From an optimization exercise on the open Yosys and OpenROAD flow, aimed at a short achievable clock period and few clock cycles; shortcuts taken in it are not production practice.
The RTL was checked by simulation tests, not by an equivalence proof against the original design.
Power figures rest on the tool's default switching activity, not on a simulated workload.

===== run.sh =====
#!/bin/bash
# synth_recipe.tcl (not shown) runs the flow's synth.tcl, then flattens the netlist and writes it again
# the make line also repeats each setting of config.mk as NAME=value (left out here)
make -C /OpenROAD-flow-scripts/flow DESIGN_CONFIG=/design/flow/config.mk WORK_HOME=/design/flow/orfs CLKGATE_MAP_FILE= SYNTH_SCRIPT=/design/flow/synth_recipe.tcl finish

===== config.mk =====
export PLATFORM = sky130hd
export DESIGN_NAME = cache
export DESIGN_NICKNAME = cache
export VERILOG_FILES = /design/flow/design.v
export SDC_FILE = /design/flow/constraint.sdc
export NUM_CORES = 4
export LEC_CHECK = 0
export CAP_MARGIN = 20
export CORE_MARGIN = 2
export CORE_UTILIZATION = 40
export PLACE_DENSITY = 0.6
export SLEW_MARGIN = 20

===== design.v =====
module cache_calc (
    input   logic           i_clk,
    input   logic           i_nreset,
    input   logic           i_srst,
    input   logic           i_en,
    input   logic   [29:0]  i_addr,  
    input   logic           i_wr_ready,
    output  logic           o_miss_cache,
    output  logic   [7:0]   o_mem_addr_cache,
    output  logic   [7:0]   o_mem_addr_load
    );
    logic   [21:0]  addr_tag;
    logic   [2:0]   addr_block;
    logic   [24:0]  addr_tag_block;
    logic   [4:0]   addr_word;
    logic   [2:0]   addr_group;
    logic   [7:0]   hit_tag_block_bus;
    logic   [2:0]   num_hit_tag_block;
    logic           hit_tag_block;
    logic           miss_tag_block;
    logic           miss_word_group;
    logic           reliability_full;
    logic           lru_bit_replace_en;
    logic           miss_block0;
    logic           hit_block0;
    logic           replace_block0;
    logic           miss_block1;
    logic           hit_block1;
    logic           replace_block1;
    logic           miss_block2;
    logic           hit_block2;
    logic           replace_block2;
    logic           miss_block3;
    logic           hit_block3;
    logic           replace_block3;
    logic           miss_block4;
    logic           hit_block4;
    logic           replace_block4;
    logic           miss_block5;
    logic           hit_block5;
    logic           replace_block5;
    logic           miss_block6;
    logic           hit_block6;
    logic           replace_block6;
    logic           miss_block7;
    logic           hit_block7;
    logic           replace_block7;
    logic   [6:0]   lru_bit;
    logic   [2:0]   num_fetch_block;
    logic   [24:0]  tag_block_mem [7:0];
    logic   [2:0]   addr_load_block;
    logic   [4:0]   addr_load_word;
    logic   [2:0]   dust_mem_sel_group;
    logic   [7:0]   dust_mem [7:0];
    assign addr_tag = i_addr[29:8];
    assign addr_block = i_addr[7:5];
    assign addr_tag_block = {addr_tag, addr_block};
    assign addr_word = i_addr[4:0];
    assign addr_group = addr_word[4:2];
    generate
    genvar i;
    for (i = 0; i < 8; i ++) begin: hit_gen
        assign hit_tag_block_bus[i] = i_en && tag_block_mem[i] == addr_tag_block;
    end endgenerate
    always_comb
        casex (hit_tag_block_bus)
            8'bxxxx_xxx1: num_hit_tag_block = 3'd0;
            8'bxxxx_xx10: num_hit_tag_block = 3'd1;
            8'bxxxx_x100: num_hit_tag_block = 3'd2;
            8'bxxxx_1000: num_hit_tag_block = 3'd3;
            8'bxxx1_0000: num_hit_tag_block = 3'd4;
            8'bxx10_0000: num_hit_tag_block = 3'd5;
            8'bx100_0000: num_hit_tag_block = 3'd6;
            8'b1000_0000: num_hit_tag_block = 3'd7;
            default: num_hit_tag_block = 3'd0;
        endcase
    assign hit_tag_block = |hit_tag_block_bus;
    assign miss_tag_block = i_en & !hit_tag_block;
    assign miss_word_group = i_en && dust_mem[num_hit_tag_block][addr_group] == 1'b0;
    assign o_miss_cache = miss_tag_block | miss_word_group;
    assign lru_bit_replace_en = i_en;
    assign miss_block0 = miss_tag_block & !lru_bit[6] & !lru_bit[4] & !lru_bit[0];
    assign hit_block0 = i_en && hit_tag_block && num_hit_tag_block == 'd0;
    assign replace_block0 = lru_bit_replace_en & (miss_block0 | hit_block0);
    assign miss_block1 = miss_tag_block & miss_tag_block & !lru_bit[6] & !lru_bit[4] & lru_bit[0];
    assign hit_block1 = i_en && hit_tag_block && num_hit_tag_block == 'd1;
    assign replace_block1 = lru_bit_replace_en & (miss_block1 | hit_block1);
    assign miss_block2 = miss_tag_block & !lru_bit[6] & lru_bit[4] & !lru_bit[1];
    assign hit_block2 = i_en && hit_tag_block && num_hit_tag_block == 'd2;
    assign replace_block2 = lru_bit_replace_en & (miss_block2 | hit_block2);
    assign miss_block3 = miss_tag_block & !lru_bit[6] & lru_bit[4] & lru_bit[1];
    assign hit_block3 = i_en && hit_tag_block && num_hit_tag_block == 'd3;
    assign replace_block3 = lru_bit_replace_en & (miss_block3 | hit_block3);
    assign miss_block4 = miss_tag_block & lru_bit[6] & !lru_bit[5] & !lru_bit[2];
    assign hit_block4 = i_en && hit_tag_block && num_hit_tag_block == 'd4;
    assign replace_block4 = lru_bit_replace_en & (miss_block4 | hit_block4);
    assign miss_block5 = miss_tag_block & lru_bit[6] & !lru_bit[5] & lru_bit[2];
    assign hit_block5 = i_en && hit_tag_block && num_hit_tag_block == 'd5;
    assign replace_block5 = lru_bit_replace_en & (miss_block5 | hit_block5);
    assign miss_block6 = miss_tag_block & lru_bit[6] & lru_bit[5] & !lru_bit[3];
    assign hit_block6 = i_en && hit_tag_block && num_hit_tag_block == 'd6;
    assign replace_block6 = lru_bit_replace_en & (miss_block6 | hit_block6);
    assign miss_block7 = miss_tag_block & lru_bit[6] & lru_bit[5] & lru_bit[3];
    assign hit_block7 = i_en && hit_tag_block && num_hit_tag_block == 'd7;
    assign replace_block7 = lru_bit_replace_en & (miss_block7 | hit_block7);
    always_ff @(posedge i_clk, negedge i_nreset)
        if (!i_nreset) lru_bit <= 'd0;
        else if (i_srst) lru_bit <= 'd0;
        else if (replace_block0) begin
            lru_bit[6] <= 1'b1;
            lru_bit[4] <= 1'b1;
            lru_bit[0] <= 1'b1;
        end
        else if (replace_block1) begin
            lru_bit[6] <= 1'b1;
            lru_bit[4] <= 1'b1;
            lru_bit[0] <= 1'b0;
        end
        else if (replace_block2) begin
            lru_bit[6] <= 1'b1;
            lru_bit[4] <= 1'b0;
            lru_bit[1] <= 1'b1;
        end
        else if (replace_block3) begin
            lru_bit[6] <= 1'b1;
            lru_bit[4] <= 1'b0;
            lru_bit[1] <= 1'b0;
        end
        else if (replace_block4) begin
            lru_bit[6] <= 1'b0;
            lru_bit[5] <= 1'b1;
            lru_bit[2] <= 1'b1;
        end
        else if (replace_block5) begin
            lru_bit[6] <= 1'b0;
            lru_bit[5] <= 1'b1;
            lru_bit[2] <= 1'b0;
        end
        else if (replace_block6) begin
            lru_bit[6] <= 1'b0;
            lru_bit[5] <= 1'b0;
            lru_bit[3] <= 1'b1;
        end
        else if (replace_block7) begin
            lru_bit[6] <= 1'b0;
            lru_bit[5] <= 1'b0;
            lru_bit[3] <= 1'b0;
        end
    always_comb
        casex (lru_bit)
            7'b0x0_xxx0: num_fetch_block = 3'd0;
            7'b0x0_xxx1: num_fetch_block = 3'd1;
            7'b0x1_xx0x: num_fetch_block = 3'd2;
            7'b0x1_xx1x: num_fetch_block = 3'd3;
            7'b10x_x0xx: num_fetch_block = 3'd4;
            7'b10x_x1xx: num_fetch_block = 3'd5;
            7'b11x_0xxx: num_fetch_block = 3'd6;
            7'b11x_1xxx: num_fetch_block = 3'd7;
            default: num_fetch_block = 3'd0;
        endcase
    always_ff @(posedge i_clk, negedge i_nreset)
        if (!i_nreset) for (int i = 0; i < 8; i ++) tag_block_mem[i] <= 'd0;
        else if (i_srst) for (int i = 0; i < 8; i ++) tag_block_mem[i] <= 'd0;
        else if (miss_tag_block) tag_block_mem[num_fetch_block] <= addr_tag_block;
    assign addr_load_block = o_mem_addr_load[7:5];
    assign addr_load_word = o_mem_addr_load[4:0];
    assign dust_mem_sel_group = addr_load_word[4:2];
    always_ff @(posedge i_clk, negedge i_nreset)
        if (!i_nreset) for (int i = 0; i < 8; i ++) dust_mem[i] <= 'd0;
        else if (i_srst) for (int i = 0; i < 8; i ++) dust_mem[i] <= 'd0;
        else if (miss_tag_block) dust_mem[num_fetch_block] <= 'd0;
        else if (i_wr_ready) dust_mem[addr_load_block][dust_mem_sel_group] <= 1'b1;
    assign o_mem_addr_cache = {num_hit_tag_block, addr_word};
    always_ff @(posedge i_clk, negedge i_nreset)
        if (!i_nreset) o_mem_addr_load <= 'd0;
        else if (i_srst) o_mem_addr_load <= 'd0;
        else if (i_en && miss_tag_block) o_mem_addr_load <= {num_fetch_block, addr_word};
        else if (i_en && miss_word_group) o_mem_addr_load <= {num_hit_tag_block, addr_word};
endmodule
module cache_ahb_ctrl_mem (
    input   logic           i_hclk,
    input   logic           i_hnreset,
    input   logic           i_hsel,
    input   logic   [31:0]  i_haddr,
    input   logic           i_hwrite,
    input   logic   [ 2:0]  i_hsize,
    input   logic   [ 2:0]  i_hburst,
    input   logic   [ 3:0]  i_hprot,
    input   logic   [ 1:0]  i_htrans,
    input   logic           i_hmastlock,
    input   logic           i_hready,
    input   logic   [31:0]  i_hwdata,
    output  logic           o_hready,
    output  logic           o_hresp,
    output  logic   [31:0]  o_hrdata,
    input   logic           i_nbypass,
    input   logic           i_d_cache_en,
    input   logic   [31:0]  i_climit,
    input   logic           i_prefetch_dis,
    input   logic           i_miss_cache,
    input   logic   [7:0]   i_calc_addr_cache,
    input   logic   [7:0]   i_calc_addr_load,
    output  logic           o_calc_srst,
    output  logic           o_calc_en,
    output  logic           o_calc_wr_rdy,
    output  logic   [29:0]  o_calc_addr,
    input   logic           i_sl_hready,
    input   logic           i_sl_hresp,
    input   logic   [31:0]  i_sl_hrdata,
    output  logic           o_sl_hsel,
    output  logic   [31:0]  o_sl_haddr,
    output  logic           o_sl_hwrite,
    output  logic   [2:0]   o_sl_hsize,
    output  logic   [2:0]   o_sl_hburst,
    output  logic   [3:0]   o_sl_hprot,
    output  logic   [1:0]   o_sl_htrans,
    output  logic           o_sl_hmastlock,
    output  logic           o_sl_hready,
    output  logic   [31:0]  o_sl_hwdata,
    input   logic   [31:0]  i_mem_rdata,
    output  logic           o_mem_en,
    output  logic           o_mem_we,
    output  logic   [7:0]   o_mem_addr
    );
    enum logic [3:0] {IDLE, READ_CACHE, PREREAD_FLASH, READ_FLASH,
                      POST_FLASH, READ_POST_FLASH, PREF_ADDR, PREF_DATA,
                      PRETHROUGH, THROUGH} state_list;
    logic           cache_area;
    logic           cache_en;
    logic           request;
    logic           request_read;
    logic           request_read_ready;
    logic           request_reg;
    logic   [31:0]  haddr;
    logic           hwrite;
    logic   [ 2:0]  hsize;
    logic   [ 2:0]  hburst;
    logic   [ 3:0]  hprot;
    logic   [ 1:0]  htrans;
    logic           hmastlock;
    logic   [31:0]  hwdata;
    logic           switch_read_cache;
    logic           switch_preread_flash;
    logic           switch_read_flash;
    logic           switch_pref_addr_pref;
    logic           switch_pref_addr;
    logic           switch_pref_data;
    logic           switch_prethrough;
    logic           switch_through;
    logic   [3:0]   current_state;
    logic   [3:0]   next_state;
    logic           state_idle;
    logic           state_read_cache;
    logic           state_preread_flash;
    logic           state_read_flash;
    logic           state_post_flash;
    logic           state_read_post_flash;
    logic           state_pref_addr;
    logic           state_pref_data;
    logic           state_pretrough;
    logic           state_through;
    logic           gen_addr_rst_flash;
    logic           gen_addr_rst_pref;
    logic           gen_addr_rst;
    logic           gen_addr_set_1;
    logic           gen_addr_inc_flash;
    logic           gen_addr_inc_pref;
    logic           gen_addr_inc;
    logic   [1:0]   gen_addr;
    logic           gen_addr_full;
    logic           mem_gen_addr_rst;
    logic           mem_gen_addr_replace;
    logic   [1:0]   mem_gen_addr;
    logic           mem_gen_addr_full;
    logic           pref_glob_en;
    logic           pref_glob_en_rst;
    logic           pref_full_frame_set;
    logic           pref_full_frame_rst;
    logic           pref_full_frame;
    logic           pref_haddr_full;
    logic           pref_addr_inc_addr;
    logic           pref_addr_inc_data;
    logic           pref_addr_inc;
    logic   [2:0]   pref_addr;
    logic   [27:0]  pref_addr_comb;
    logic           pref_addr_full;
    logic           pref_calc_en;
    logic           mux_request_read;
    logic           mux_read_flash;
    logic           mux_through;
    logic           mux_pref;
    logic           nbypass_reg;
    assign cache_area = i_haddr < i_climit;
    assign cache_en = i_nbypass & cache_area & (!i_hprot[0] | (i_hprot[0] & i_d_cache_en));
    assign request = i_hsel & i_htrans[1] & i_hready;
    assign request_read = request & !i_hwrite & cache_en;
    assign request_read_ready = request_read & o_hready;
    always_ff @(posedge i_hclk, negedge i_hnreset)
        if (!i_hnreset) request_reg <= 'd0;
        else request_reg <= request;
    always_ff @(posedge i_hclk, negedge i_hnreset)
        if (!i_hnreset) haddr <= 'd0;
        else if (request) haddr <= i_haddr;
    always_ff @(posedge i_hclk, negedge i_hnreset)
        if (!i_hnreset) hwrite <= 'd0;
        else if (request) hwrite <= i_hwrite;
    always_ff @(posedge i_hclk, negedge i_hnreset)
        if (!i_hnreset) hsize <= 'd0;
        else if (request) hsize <= i_hsize;
    always_ff @(posedge i_hclk, negedge i_hnreset)
        if (!i_hnreset) hburst <= 'd0;
        else if (request) hburst <= i_hburst;
    always_ff @(posedge i_hclk, negedge i_hnreset)
        if (!i_hnreset) hprot <= 'd0;
        else if (request) hprot <= i_hprot;
    always_ff @(posedge i_hclk, negedge i_hnreset)
        if (!i_hnreset) htrans <= 'd0;
        else if (request) htrans <= i_htrans;
    always_ff @(posedge i_hclk, negedge i_hnreset)
        if (!i_hnreset) hmastlock <= 'd0;
        else if (request) hmastlock <= i_hmastlock;
    always_ff @(posedge i_hclk, negedge i_hnreset)
        if (!i_hnreset) hwdata <= 'd0;
        else if (request_reg) hwdata <= i_hwdata;
    assign o_hready = !state_pretrough & !state_through & !state_preread_flash & !state_read_flash & !state_post_flash
                      | (state_through & i_sl_hready);
    assign o_hresp = state_through ? i_sl_hresp: 1'b0;
    assign o_hrdata = state_read_cache || state_read_post_flash ? i_mem_rdata:
                      state_through ? i_sl_hrdata: 'd0;
    assign switch_read_cache = request_read_ready & !i_miss_cache;
    assign switch_preread_flash = request_read_ready & i_miss_cache & !i_sl_hready;
    assign switch_read_flash = request_read_ready & i_miss_cache & i_sl_hready;
    assign switch_pref_addr_pref = pref_glob_en & !pref_addr_full & !pref_haddr_full;
    assign switch_pref_addr = state_idle & i_sl_hready & !request & !i_prefetch_dis & i_nbypass & switch_pref_addr_pref;
    assign switch_pref_data = !request & !i_hwrite & i_miss_cache & !gen_addr_full & !i_prefetch_dis & i_nbypass;
    assign switch_prethrough = i_hsel & i_htrans[1] & !cache_en & !i_sl_hready;
    assign switch_through = i_hsel & i_htrans[1] & !cache_en & i_sl_hready;
    always_ff @(posedge i_hclk, negedge i_hnreset)
        if (!i_hnreset) current_state <= IDLE;
        else current_state <= next_state;
    always_comb
        case (current_state)
            IDLE:
                if (switch_through)
                    next_state = THROUGH;
                else if (switch_prethrough)
                    next_state = PRETHROUGH;
                else if (switch_read_cache)
                    next_state = READ_CACHE;
                else if (switch_preread_flash)
                    next_state = PREREAD_FLASH;
                else if (switch_read_flash)
                    next_state = READ_FLASH;
                else if (switch_pref_addr)
                    next_state = PREF_ADDR;
                else
                    next_state = IDLE;
            READ_CACHE:
                if (switch_through)
                    next_state = THROUGH;
                else if (switch_prethrough)
                    next_state = PRETHROUGH;
                else if (switch_preread_flash)
                    next_state = PREREAD_FLASH;
                else if (switch_read_flash)
                    next_state = READ_FLASH;
                else if (!request_read_ready)
                    next_state = IDLE;
                else
                    next_state = READ_CACHE;
            PREREAD_FLASH:
                if (i_sl_hready)
                    next_state = READ_FLASH;
                else
                    next_state = PREREAD_FLASH;
            READ_FLASH:
                if (o_calc_wr_rdy)
                    next_state = POST_FLASH;
                else
                    next_state = READ_FLASH;
            POST_FLASH:
                next_state = READ_POST_FLASH;
            READ_POST_FLASH:
                if (switch_through)
                    next_state = THROUGH;
                else if (switch_prethrough)
                    next_state = PRETHROUGH;
                else if (switch_read_cache)
                    next_state = READ_CACHE;
                else if (!request_read_ready)
                    next_state = IDLE;
                else
                    next_state = READ_FLASH;
            PREF_ADDR:
                if (switch_through)
                    next_state = THROUGH;
                else if (switch_prethrough)
                    next_state = PRETHROUGH;
                else if (switch_read_cache)
                    next_state = READ_CACHE;
                else if (switch_preread_flash)
                    next_state = PREREAD_FLASH;
                else if (switch_read_flash)
                    next_state = READ_FLASH;
                else if (i_prefetch_dis || (pref_addr_full && !i_miss_cache))
                    next_state = IDLE;
                else if (switch_pref_data)
                    next_state = PREF_DATA;
                else
                    next_state = PREF_ADDR;
            PREF_DATA:
                if (switch_through)
                    next_state = THROUGH;
                else if (switch_prethrough)
                    next_state = PRETHROUGH;
                else if (switch_read_cache)
                    next_state = READ_CACHE;
                else if (switch_preread_flash)
                    next_state = PREREAD_FLASH;
                else if (switch_read_flash)
                    next_state = READ_FLASH;
                else if (i_prefetch_dis || (pref_full_frame && mem_gen_addr_full && o_calc_wr_rdy))
                    next_state = IDLE;
                else if (switch_pref_addr && !i_miss_cache)
                    next_state = PREF_ADDR;
                else
                    next_state = PREF_DATA;
            PRETHROUGH:
                if (i_sl_hready)
                    next_state = THROUGH;
                else
                    next_state = PRETHROUGH;
            THROUGH:
                if (switch_read_cache)
                    next_state = READ_CACHE;
                else if (switch_preread_flash)
                    next_state = PREREAD_FLASH;
                else if (switch_read_flash)
                    next_state = READ_FLASH;
                else if (i_sl_hready && !request)
                    next_state = IDLE;
                else
                    next_state = THROUGH;
            default:
                next_state = IDLE;
        endcase
    assign state_idle = current_state == IDLE;
    assign state_read_cache = current_state == READ_CACHE;
    assign state_preread_flash = current_state == PREREAD_FLASH;
    assign state_read_flash = current_state == READ_FLASH;
    assign state_post_flash = current_state == POST_FLASH;
    assign state_read_post_flash = current_state == READ_POST_FLASH;
    assign state_pref_addr = current_state == PREF_ADDR;
    assign state_pref_data = current_state == PREF_DATA;
    assign state_pretrough = current_state == PRETHROUGH;
    assign state_through = current_state == THROUGH;
    assign gen_addr_rst_flash = !state_read_flash | (state_read_flash & o_calc_wr_rdy);
    assign gen_addr_rst_pref = !state_pref_addr & !state_pref_data;
    assign gen_addr_rst = !gen_addr_set_1
        & ((switch_read_flash & !i_sl_hready) | (gen_addr_rst_flash & gen_addr_rst_pref));
    assign gen_addr_set_1 = (switch_read_flash | state_preread_flash) & i_sl_hready;
    assign gen_addr_inc_flash = (state_read_flash & i_sl_hready & !mem_gen_addr_full);
    assign gen_addr_inc_pref = (state_pref_addr & i_miss_cache) | (state_pref_data & i_sl_hready & !pref_full_frame);
    assign gen_addr_inc = !gen_addr_rst & !gen_addr_set_1 & (gen_addr_inc_flash | gen_addr_inc_pref);
    always_ff @(posedge i_hclk, negedge i_hnreset)
        if (!i_hnreset) gen_addr <= 'd0;
        else if (gen_addr_rst) gen_addr <= 'd0;
        else if (gen_addr_set_1) gen_addr <= 2'd1;
        else if (gen_addr_inc) gen_addr <= gen_addr + 2'd1;
    assign gen_addr_full = &gen_addr;
    assign mem_gen_addr_rst = switch_read_flash | switch_pref_addr;
    assign mem_gen_addr_replace = o_mem_we;
    always_ff @(posedge i_hclk, negedge i_hnreset)
        if (!i_hnreset) mem_gen_addr <= 'd0;
        else if (mem_gen_addr_rst) mem_gen_addr <= 'd0;
        else if (mem_gen_addr_replace) mem_gen_addr <= gen_addr;
    assign mem_gen_addr_full = &mem_gen_addr;
    assign o_mem_en = switch_read_cache | o_mem_we | state_post_flash;
    assign o_mem_we = (state_read_flash | state_pref_data) & i_sl_hready;
    always_comb
        casex ({switch_read_cache, state_read_flash, state_post_flash, state_pref_data})
            4'b1xxx: o_mem_addr = i_calc_addr_cache;
            4'b01xx: o_mem_addr = {i_calc_addr_load[7:2], mem_gen_addr};
            4'b001x: o_mem_addr = i_calc_addr_load;
            4'b0001: o_mem_addr = {i_calc_addr_load[7:2], mem_gen_addr};
            default: o_mem_addr = 'd0;
        endcase
    assign pref_glob_en_rst = state_through | !i_nbypass | i_prefetch_dis;
    always_ff @(posedge i_hclk, negedge i_hnreset)
        if (!i_hnreset) pref_glob_en <= 'd0;
        else if (pref_glob_en_rst) pref_glob_en <= 1'b0;
        else if (request_read_ready) pref_glob_en <= 1'b1;
    assign pref_full_frame_set = pref_addr_full & gen_addr_full & gen_addr_inc;
    assign pref_full_frame_rst = mem_gen_addr_full & mem_gen_addr_replace & o_calc_wr_rdy;
    always_ff @(posedge i_hclk, negedge i_hnreset)
        if (!i_hnreset) pref_full_frame <= 'd0;
        else if (pref_full_frame_set) pref_full_frame <= 1'b1;
        else if (pref_full_frame_rst) pref_full_frame <= 1'b0;
    assign pref_haddr_full = haddr[6:4] == 3'h7;
    assign pref_addr_inc_addr = state_pref_addr & !i_miss_cache;
    assign pref_addr_inc_data = state_pref_data & gen_addr_full & gen_addr_inc;
    assign pref_addr_inc = (pref_addr_inc_addr | pref_addr_inc_data) & !pref_addr_full;
    always_ff @(posedge i_hclk, negedge i_hnreset)
        if (!i_hnreset) pref_addr <= 'd0;
        else if (switch_pref_addr) pref_addr <= haddr[6:4] + 3'h1;
        else if (pref_addr_inc) pref_addr <= pref_addr + 3'h1;
    assign pref_addr_comb = {haddr[31:7], pref_addr};
    assign pref_addr_full = &pref_addr;
    assign pref_calc_en = !request_read & (state_pref_addr | (state_pref_data & o_calc_wr_rdy & !pref_full_frame));
    assign mux_request_read = request_read & i_miss_cache;
    assign mux_read_flash = state_read_flash & !mem_gen_addr_full | state_preread_flash;
    assign mux_through = (switch_through | state_through) & !switch_read_cache;
    assign mux_pref = (state_pref_addr | state_pref_data) & !pref_full_frame;
    always_comb
        casex ({mux_request_read, mux_read_flash, state_pretrough, mux_through, mux_pref})
            5'b1_xxxx:
                begin
                    o_sl_hsel = 1'b1;
                    o_sl_haddr = {i_haddr[31:4], 4'h0};
                    o_sl_hwrite = 1'b0;
                    o_sl_hsize = 3'h2;
                    o_sl_hburst = i_hburst;
                    o_sl_hprot = i_hprot;
                    o_sl_htrans = i_htrans;
                    o_sl_hmastlock = i_hmastlock;
                    o_sl_hready = i_hready & i_sl_hready;
                    o_sl_hwdata = i_hwdata;
                end
            5'b0_1xxx:
                begin
                    o_sl_hsel = !mem_gen_addr_full;
                    o_sl_haddr = {haddr[31:4], gen_addr, 2'h0};
                    o_sl_hwrite = 1'b0;
                    o_sl_hsize = 3'h2;
                    o_sl_hburst = hburst;
                    o_sl_hprot = hprot;
                    o_sl_htrans = htrans;
                    o_sl_hmastlock = hmastlock;
                    o_sl_hready = i_sl_hready;
                    o_sl_hwdata = 32'd0;
                end
            5'b0_01xx:
                begin
                    o_sl_hsel = 1'b1;
                    o_sl_haddr = haddr;
                    o_sl_hwrite = hwrite;
                    o_sl_hsize = hsize;
                    o_sl_hburst = hburst;
                    o_sl_hprot = hprot;
                    o_sl_htrans = htrans;
                    o_sl_hmastlock = hmastlock;
                    o_sl_hready = i_sl_hready;
                    o_sl_hwdata = hwdata;
                end
            5'b0_001x:
                begin
                    o_sl_hsel = i_hsel;
                    o_sl_haddr = i_haddr;
                    o_sl_hwrite = i_hwrite;
                    o_sl_hsize = i_hsize;
                    o_sl_hburst = i_hburst;
                    o_sl_hprot = i_hprot;
                    o_sl_htrans = i_htrans;
                    o_sl_hmastlock = i_hmastlock;
                    o_sl_hready = i_hready;
                    o_sl_hwdata = i_hwdata;
                end
            5'b0_0001:
                begin
                    o_sl_hsel = !pref_full_frame;
                    o_sl_haddr = {pref_addr_comb, gen_addr, 2'h0};
                    o_sl_hwrite = 1'b0;
                    o_sl_hsize = 3'h2;
                    o_sl_hburst = 3'h0;
                    o_sl_hprot = 4'h1;
                    o_sl_htrans = 2'h2;
                    o_sl_hmastlock = 1'b0;
                    o_sl_hready = i_sl_hready;
                    o_sl_hwdata = 32'd0;
                end
            default:
                begin
                    o_sl_hsel = 1'b0;
                    o_sl_haddr = 32'd0;
                    o_sl_hwrite = 1'b0;
                    o_sl_hsize = 3'h0;
                    o_sl_hburst = 3'h0;
                    o_sl_hprot = 4'h0;
                    o_sl_htrans = 2'h0;
                    o_sl_hmastlock = 1'b0;
                    o_sl_hready = i_sl_hready;
                    o_sl_hwdata = i_hwdata;
                end
        endcase
    always_ff @(posedge i_hclk, negedge i_hnreset)
        if (!i_hnreset) nbypass_reg <= 'd0;
        else nbypass_reg <= i_nbypass;
    assign o_calc_srst = i_nbypass & !nbypass_reg;
    assign o_calc_en = request_read_ready | pref_calc_en;
    assign o_calc_wr_rdy = mem_gen_addr_full & o_mem_we;
    assign o_calc_addr = request_read_ready ? i_haddr[31:2]: {pref_addr_comb, 2'h0};
endmodule
module cache (
    input   logic           i_hclk,
    input   logic           i_hnreset,
    input   logic           i_hsel_m,
    input   logic   [31:0]  i_haddr_m,
    input   logic           i_hwrite_m,
    input   logic   [ 2:0]  i_hsize_m,
    input   logic   [ 2:0]  i_hburst_m,
    input   logic   [ 3:0]  i_hprot_m,
    input   logic   [ 1:0]  i_htrans_m,
    input   logic           i_hmastlock_m,
    input   logic           i_hready_m,
    input   logic   [31:0]  i_hwdata_m,
    output  logic           o_hready_m,
    output  logic           o_hresp_m,
    output  logic   [31:0]  o_hrdata_m,
    input   logic           i_nbypass,
    input   logic   [31:0]  i_climit,
    input   logic           i_d_cache_en,
    output  logic           o_hsel_sl,
    output  logic           o_hready_i_sl,
    output  logic   [31:0]  o_haddr_sl,
    output  logic           o_hwrite_sl,
    output  logic   [2:0]   o_hsize_sl,
    output  logic   [1:0]   o_htrans_sl,
    output  logic   [31:0]  o_hwdata_sl,
    input   logic   [31:0]  i_hrdata_sl,
    input   logic           i_hready_o_sl,
    input   logic           i_hresp_sl,
    output  logic           o_mem_en,
    output  logic           o_mem_we,
    output  logic   [7:0]   o_mem_addr,
    output  logic   [31:0]  o_mem_wdata,
    input   logic   [31:0]  i_mem_rdata
    );
    logic           miss_cache;
    logic           calc_sync_rst;
    logic           calc_en;
    logic   [29:0]  calc_addr;
    logic           calc_wr_rdy;
    logic   [7:0]   calc_mem_addr_cache;
    logic   [7:0]   calc_mem_addr_load;
    logic   [31:0]  mem_rdata;
    logic           mem_en;
    logic           mem_we;
    logic   [7:0]   mem_addr;
    cache_ahb_ctrl_mem cache_ahb_ctrl_mem (
        .i_hclk (i_hclk),
        .i_hnreset (i_hnreset),
        .i_hsel (i_hsel_m),
        .i_haddr (i_haddr_m),
        .i_hwrite (i_hwrite_m),
        .i_hsize (i_hsize_m),
        .i_hburst (i_hburst_m),
        .i_hprot (i_hprot_m),
        .i_htrans (i_htrans_m),
        .i_hmastlock (i_hmastlock_m),
        .i_hready (i_hready_m),
        .i_hwdata (i_hwdata_m),
        .o_hready (o_hready_m),
        .o_hresp (o_hresp_m),
        .o_hrdata (o_hrdata_m),
        .i_nbypass (i_nbypass),
        .i_d_cache_en (i_d_cache_en),
        .i_climit (i_climit),
        .i_prefetch_dis (1'b1),
        .i_miss_cache (miss_cache),
        .i_calc_addr_cache (calc_mem_addr_cache),
        .i_calc_addr_load (calc_mem_addr_load),
        .o_calc_srst (calc_sync_rst),
        .o_calc_en (calc_en),
        .o_calc_wr_rdy (calc_wr_rdy),
        .o_calc_addr (calc_addr),
        .i_sl_hready (i_hready_o_sl),
        .i_sl_hresp (i_hresp_sl),
        .i_sl_hrdata (i_hrdata_sl),
        .o_sl_hsel (o_hsel_sl),
        .o_sl_haddr (o_haddr_sl),
        .o_sl_hwrite (o_hwrite_sl),
        .o_sl_hsize (o_hsize_sl),
        .o_sl_hburst (),
        .o_sl_hprot (),
        .o_sl_htrans (o_htrans_sl),
        .o_sl_hmastlock (),
        .o_sl_hready (o_hready_i_sl),
        .o_sl_hwdata (o_hwdata_sl),
        .i_mem_rdata (mem_rdata),
        .o_mem_en (mem_en),
        .o_mem_we (mem_we),
        .o_mem_addr (mem_addr)
        );
    cache_calc cache_calc (
        .i_clk (i_hclk),
        .i_nreset (i_hnreset),
        .i_srst (calc_sync_rst),
        .i_en (calc_en),
        .i_addr (calc_addr),
        .i_wr_ready (calc_wr_rdy),
        .o_miss_cache (miss_cache),
        .o_mem_addr_cache (calc_mem_addr_cache),
        .o_mem_addr_load (calc_mem_addr_load)
        );
    assign o_mem_en = mem_en;
    assign o_mem_we = mem_we;
    assign o_mem_addr = mem_addr;
    assign o_mem_wdata = i_hrdata_sl;
    assign mem_rdata = i_mem_rdata;
endmodule

===== constraint.sdc =====
create_clock -name core_clock -period 12.0 [get_ports {i_hclk}]
set_input_delay 2.4000 -clock core_clock [delete_from_list [all_inputs] [get_ports {i_hclk}]]
set_output_delay 2.4000 -clock core_clock [all_outputs]
set_load 0.01 [all_outputs]

### Floorplan with the power grid

Scale: 2 px per µm. Pins as bars on the die edge. Tap cells in grey.
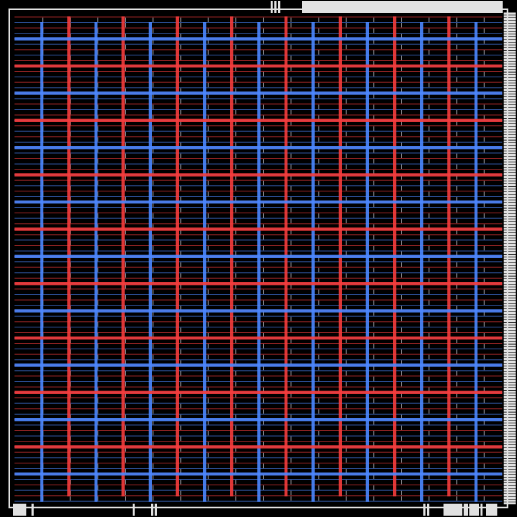
| net | colour |
|---|---|
| VDD | red |
| VSS | blue |
tap cells: 773
met4 straps: 17
met5 straps: 17
met1 rails: 90
y dimension of the die: 248 µm
peak supply drop: 171 µV

### Placement by cell class

Scale: 2 px per µm.
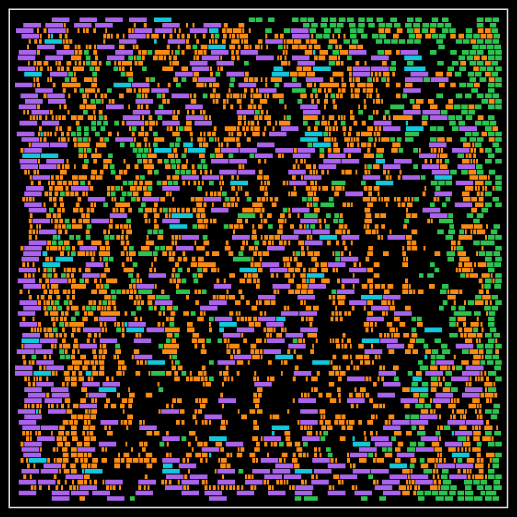
| class | colour | cells | share of their area |
|---|---|---|---|
| combinational and other logic | orange | 2274 | 47% |
| clock drivers and dummy loads | cyan | 74 | 4.6% |
| other buffers and delay cells | green | 637 | 19% |
| flops | purple | 363 | 30% |
Placeable Area: 59000 µm²
# rows: 89

### Clock distribution

Scale: 2 px per µm.
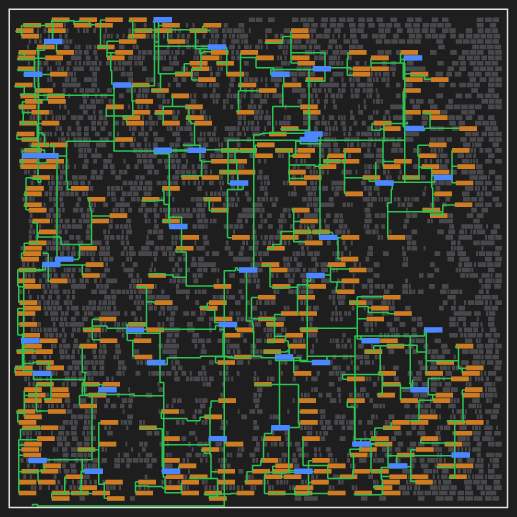
[clock drivers] blue | count: 44
[clock wires] green | length: 5770 µm
[flip-flops] orange | count: 363
routed clock nets: 45

### Static IR drop

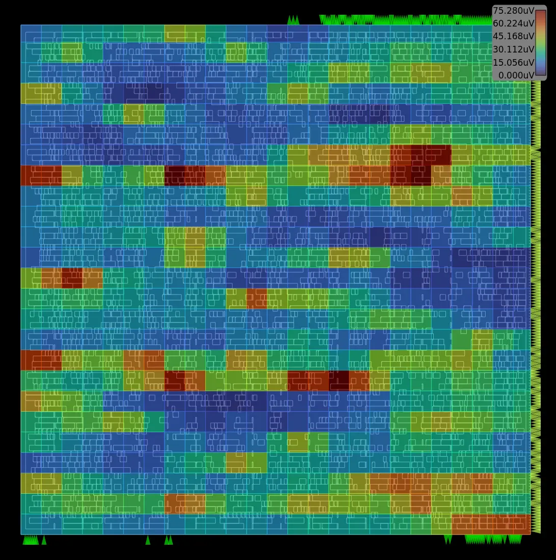
power density over the cells: 160 nW/µm²
Switch Pwr: 1960 µW

==> results by group <==
Timing
  – Headroom to the max-slew limit: 22.3%
  – Slew Viols, Final: 0
  – Finish-stage setup viols: 0
  – Minimum clock period after layout: 11.82 ns
  – Final setup margin: 0.182 ns
  – Final Hold Vio Count: 0
  – Fraction of the cycle the final worst path needs: 98.5%
  – Setup total negative slack: 0 ns
  – Highest Clock Rate: 0.0846 GHz
  – Slew at the pin closest to its max-slew limit: 1.16 ns
  – Final hold slack: 0.467 ns

Synthesis
  – Simple-gate share of the synthesized area: 20.1%
  – Number of flops mapped to enable cells by yosys: 0
  – Distinct cell type count of the synthesized netlist: 108
  – Compound-gate portion of the synthesized area: 23.7%
  – Main combinational cell family by area after synthesis: compound AO/OA/AOI/OAI gates
  – Most frequent cell after synthesis: sky130_fd_sc_hd__nand2_1
  – Portion of netlist area occupied by mux cells: 3.05%
  – Netlist area before placement: 23900 µm²
  – Ys flop type: sky130_fd_sc_hd__dfrtp_1
  – Adder-cell area share of the yosys netlist: 1.94%
  – Top cells by area, synth: sky130_fd_sc_hd__dfrtp_1, sky130_fd_sc_hd__o21ai_0, sky130_fd_sc_hd__nand2_1
  – Proportion of netlist area held by the largest area contributor: 38.0%
  – Post-synthesis instance total: 2845
  – Syn Nets: 3064
  – Share of flip-flops with an asynchronous set or reset after synthesis: 100%
  – Synthesis warning total: 4
  – Flop and latch count out of synthesis: 363
  – Syn_area_per_cell: 8.39 µm²
  – Post-Synth XOR/XNOR Area: 6.23%
  – Synth cell count leaders: sky130_fd_sc_hd__nand2_1, sky130_fd_sc_hd__dfrtp_1, sky130_fd_sc_hd__o21ai_0
  – Cell type with the highest aggregate area in the netlist: sky130_fd_sc_hd__dfrtp_1
  – Proportion of synthesized chip area in sequential cells: 38.0%

Worst hold path
  – End point of the worst hold path: cache_ahb_ctrl_mem.htrans[1]
  – Worst Hold Path Cells: 1
  – Hold/Removal Path Class: reg -> reg
  – Hold wc startpoint: cache_ahb_ctrl_mem.htrans[1]

Die
  – Die ar.: 61700 µm²
  – Die X: 248 µm
  – Count of pins on the block boundary: 330
  – Initial standard-cell utilization of the core: 40.5%
  – Tapcell count: 773

Placed design
  – Placement-stage worst setup slack: -0.0262 ns
  – Total cell area at the placement stage: 29600 µm²
  – DP Cell Count: 4040
  – Count of port buffers added during placement: 322
  – Routability Congestion: 1.07
  – HPWL reported at the end of detailed placement: 92300 µm

Routing
  – Routed met2 length: 53400 µm
  – First-pass detailed-route iteration total: 6
  – Number of routed nets with antenna violations: 0
  – Routed wire per std cell: 30.4 µm
  – Total wire length: 125000 µm
  – DRC violations left: 0
  – WL met3: 12900 µm
  – Via/cell ratio: 6.16
  – Post-Route M1 WL: 51000 µm
  – Highest signal layer in the routed design: met4
  – Vias after detailed routing: 25400

Global route
  – Antenna violations before repair: 3
  – Highest-utilization routing layer at the global route stage: met2
  – First-pass GRT wire length: 174000 µm
  – Remaining Overflow, GRT: 0
  – Largest net degree at the start of global routing: 106
  – Global Route Usage Sum: 39.5%
  – GR Util met1: 52.8%
  – Number of global-route vias before repair: 24500
  – Met2 track demand over resource in global routing: 59.6%
  – GRT met3 Usage: 8.42%

Critical path
  – Maximum single-stage delay on the critical path: 0.60 ns
  – Beginning of the critical path: i_haddr_m[7]
  – Crit Path Category: in -> out
  – Master of the slowest instance on the critical path: sky130_fd_sc_hd__clkdlybuf4s50_1
  – CP endpoint kind: output port
  – Register-to-register path setup slack: 5.20 ns
  – Number of gates on the worst path with buffers counted: 31
  – Timing endpoint of the critical path: o_hwdata_sl[30]
  – Startpoint of the most critical register-to-register path: cache_ahb_ctrl_mem.current_state[2]
  – Crit path arrival time: 9.42 ns
  – Crit-path max FO: 23
  – Req. time, crit path: 9.60 ns
  – Startpoint type of the worst setup path: input pin
  – Cell family with most CP delay: buffers and inverters
  – Dominant cell type by count on the critical path: sky130_fd_sc_hd__buf_12
  – Worst-case reg-to-reg path depth: 29

Pwr
  – Sequential group power: 1660 µW
  – Fraction of power consumed by combinational cells: 40.5%
  – Power of the clock network: 1350 µW
  – Combinational gate power: 2050 µW
  – Leakage Power: 0.0140 µW
  – Internal cell power: 3090 µW
  – Leading power group: combinational cells
  – Switching fraction of total power: 38.8%
  – Share of power burned in registers: 32.7%
  – Share of power burned in the clock network: 26.8%
  – Final Total Pwr: 5060 µW

Cells and area
  – Sequential portion of the cell area: 28.7%
  – Flip-flop count of the largest register after layout: 200
  – Post-route insts no fill: 4124
  – Sequential cell area in the final layout: 9080 µm²
  – Biggest registers after layout: cache_calc.tag_block_mem: 200 flops, cache_calc.dust_mem: 64 flops
  – Area taken by multi-input logic gates: 13600 µm²
  – Dominant kind of cell by area: multi-input combinational cells
  – Post-route cell area: 31600 µm²
  – Final nets: 3539
  – Diode count: 3
  – Clock network area share: 4.43%
  – Area Overhead vs Synth: 32.3%
  – Multi-input comb cells: 2108
  – Most frequent cells in the layout: sky130_fd_sc_hd__nand2_1, sky130_fd_sc_hd__dfrtp_1, sky130_fd_sc_hd__buf_4, sky130_fd_sc_hd__clkdlybuf4s50_1, sky130_fd_sc_hd__o21ai_0
  – Number of non-clock inverters in the layout: 166
  – Clock buffers: 64
  – Final-layout non-clock buffer area share: 18.6%
  – Fillers: 5529
  – Most common library cell in the layout ignoring fill and taps: sky130_fd_sc_hd__nand2_1
  – Top reg by flops: cache_calc.tag_block_mem
  – Share of post-route cells with drive strength above 1: 16.6%
  – Non-Clock Buffer Count: 637
  – Num sequential: 363

Clock network
  – Post-CTS clock slew at the launch and capture registers of the worst setup and hold paths: 0.05 ns
  – Quantity of hold-fixing buffers added after cts: 0
  – CTS root buf: sky130_fd_sc_hd__clkbuf_16
  – H-tree depth reported by CTS: 2
  – Cells resized by post-CTS repair: 3
  – Post-CTS Setup Repair Bufs: 0
  – CTS tree: done
  – Clock buffer count from CTS: 44
  – Maximum clock insertion buffer count: 3
  – Clock network latency to the later pin of the worst-skew pair: 0.59 ns

Run status
  – Run status: complete, no violations

Flow run
  – Number of max-capacitance violations reported: 0
Testbench counts, summed over its fixed seeds: cycles 62,452.

separate check: timing with driven ports:
Ports are ideal in the flow. The routed layout listed here was re-timed in OpenROAD.
Step 1 assumes that a clkbuf_16 drives the clock port and a buf_2 every other input.
Step 2 adds t to the input delays and takes it off the output delays; t is the mean of the earliest and latest rising clock arrival at the registers after step 1. Input paths then give back, and output paths get back, about the clock's delay inside the block.
Slacks: no drivers / after step 1 / after step 2; pairs: no drivers / after step 1.
t (ns): 0.633
setup WS [ns]: 0.182 / 0.117 / 0.117
hold WS [ns]: 0.467 / 0.467 / 0.467
clock arrival spread, ns: 0.030 / 0.030
worst data-port slew with drivers (ns): 0.15
After both steps setup and hold are still met in this run. The setup slack of this run moves by -0.065 ns with the drivers and by -0.065 ns with both steps.
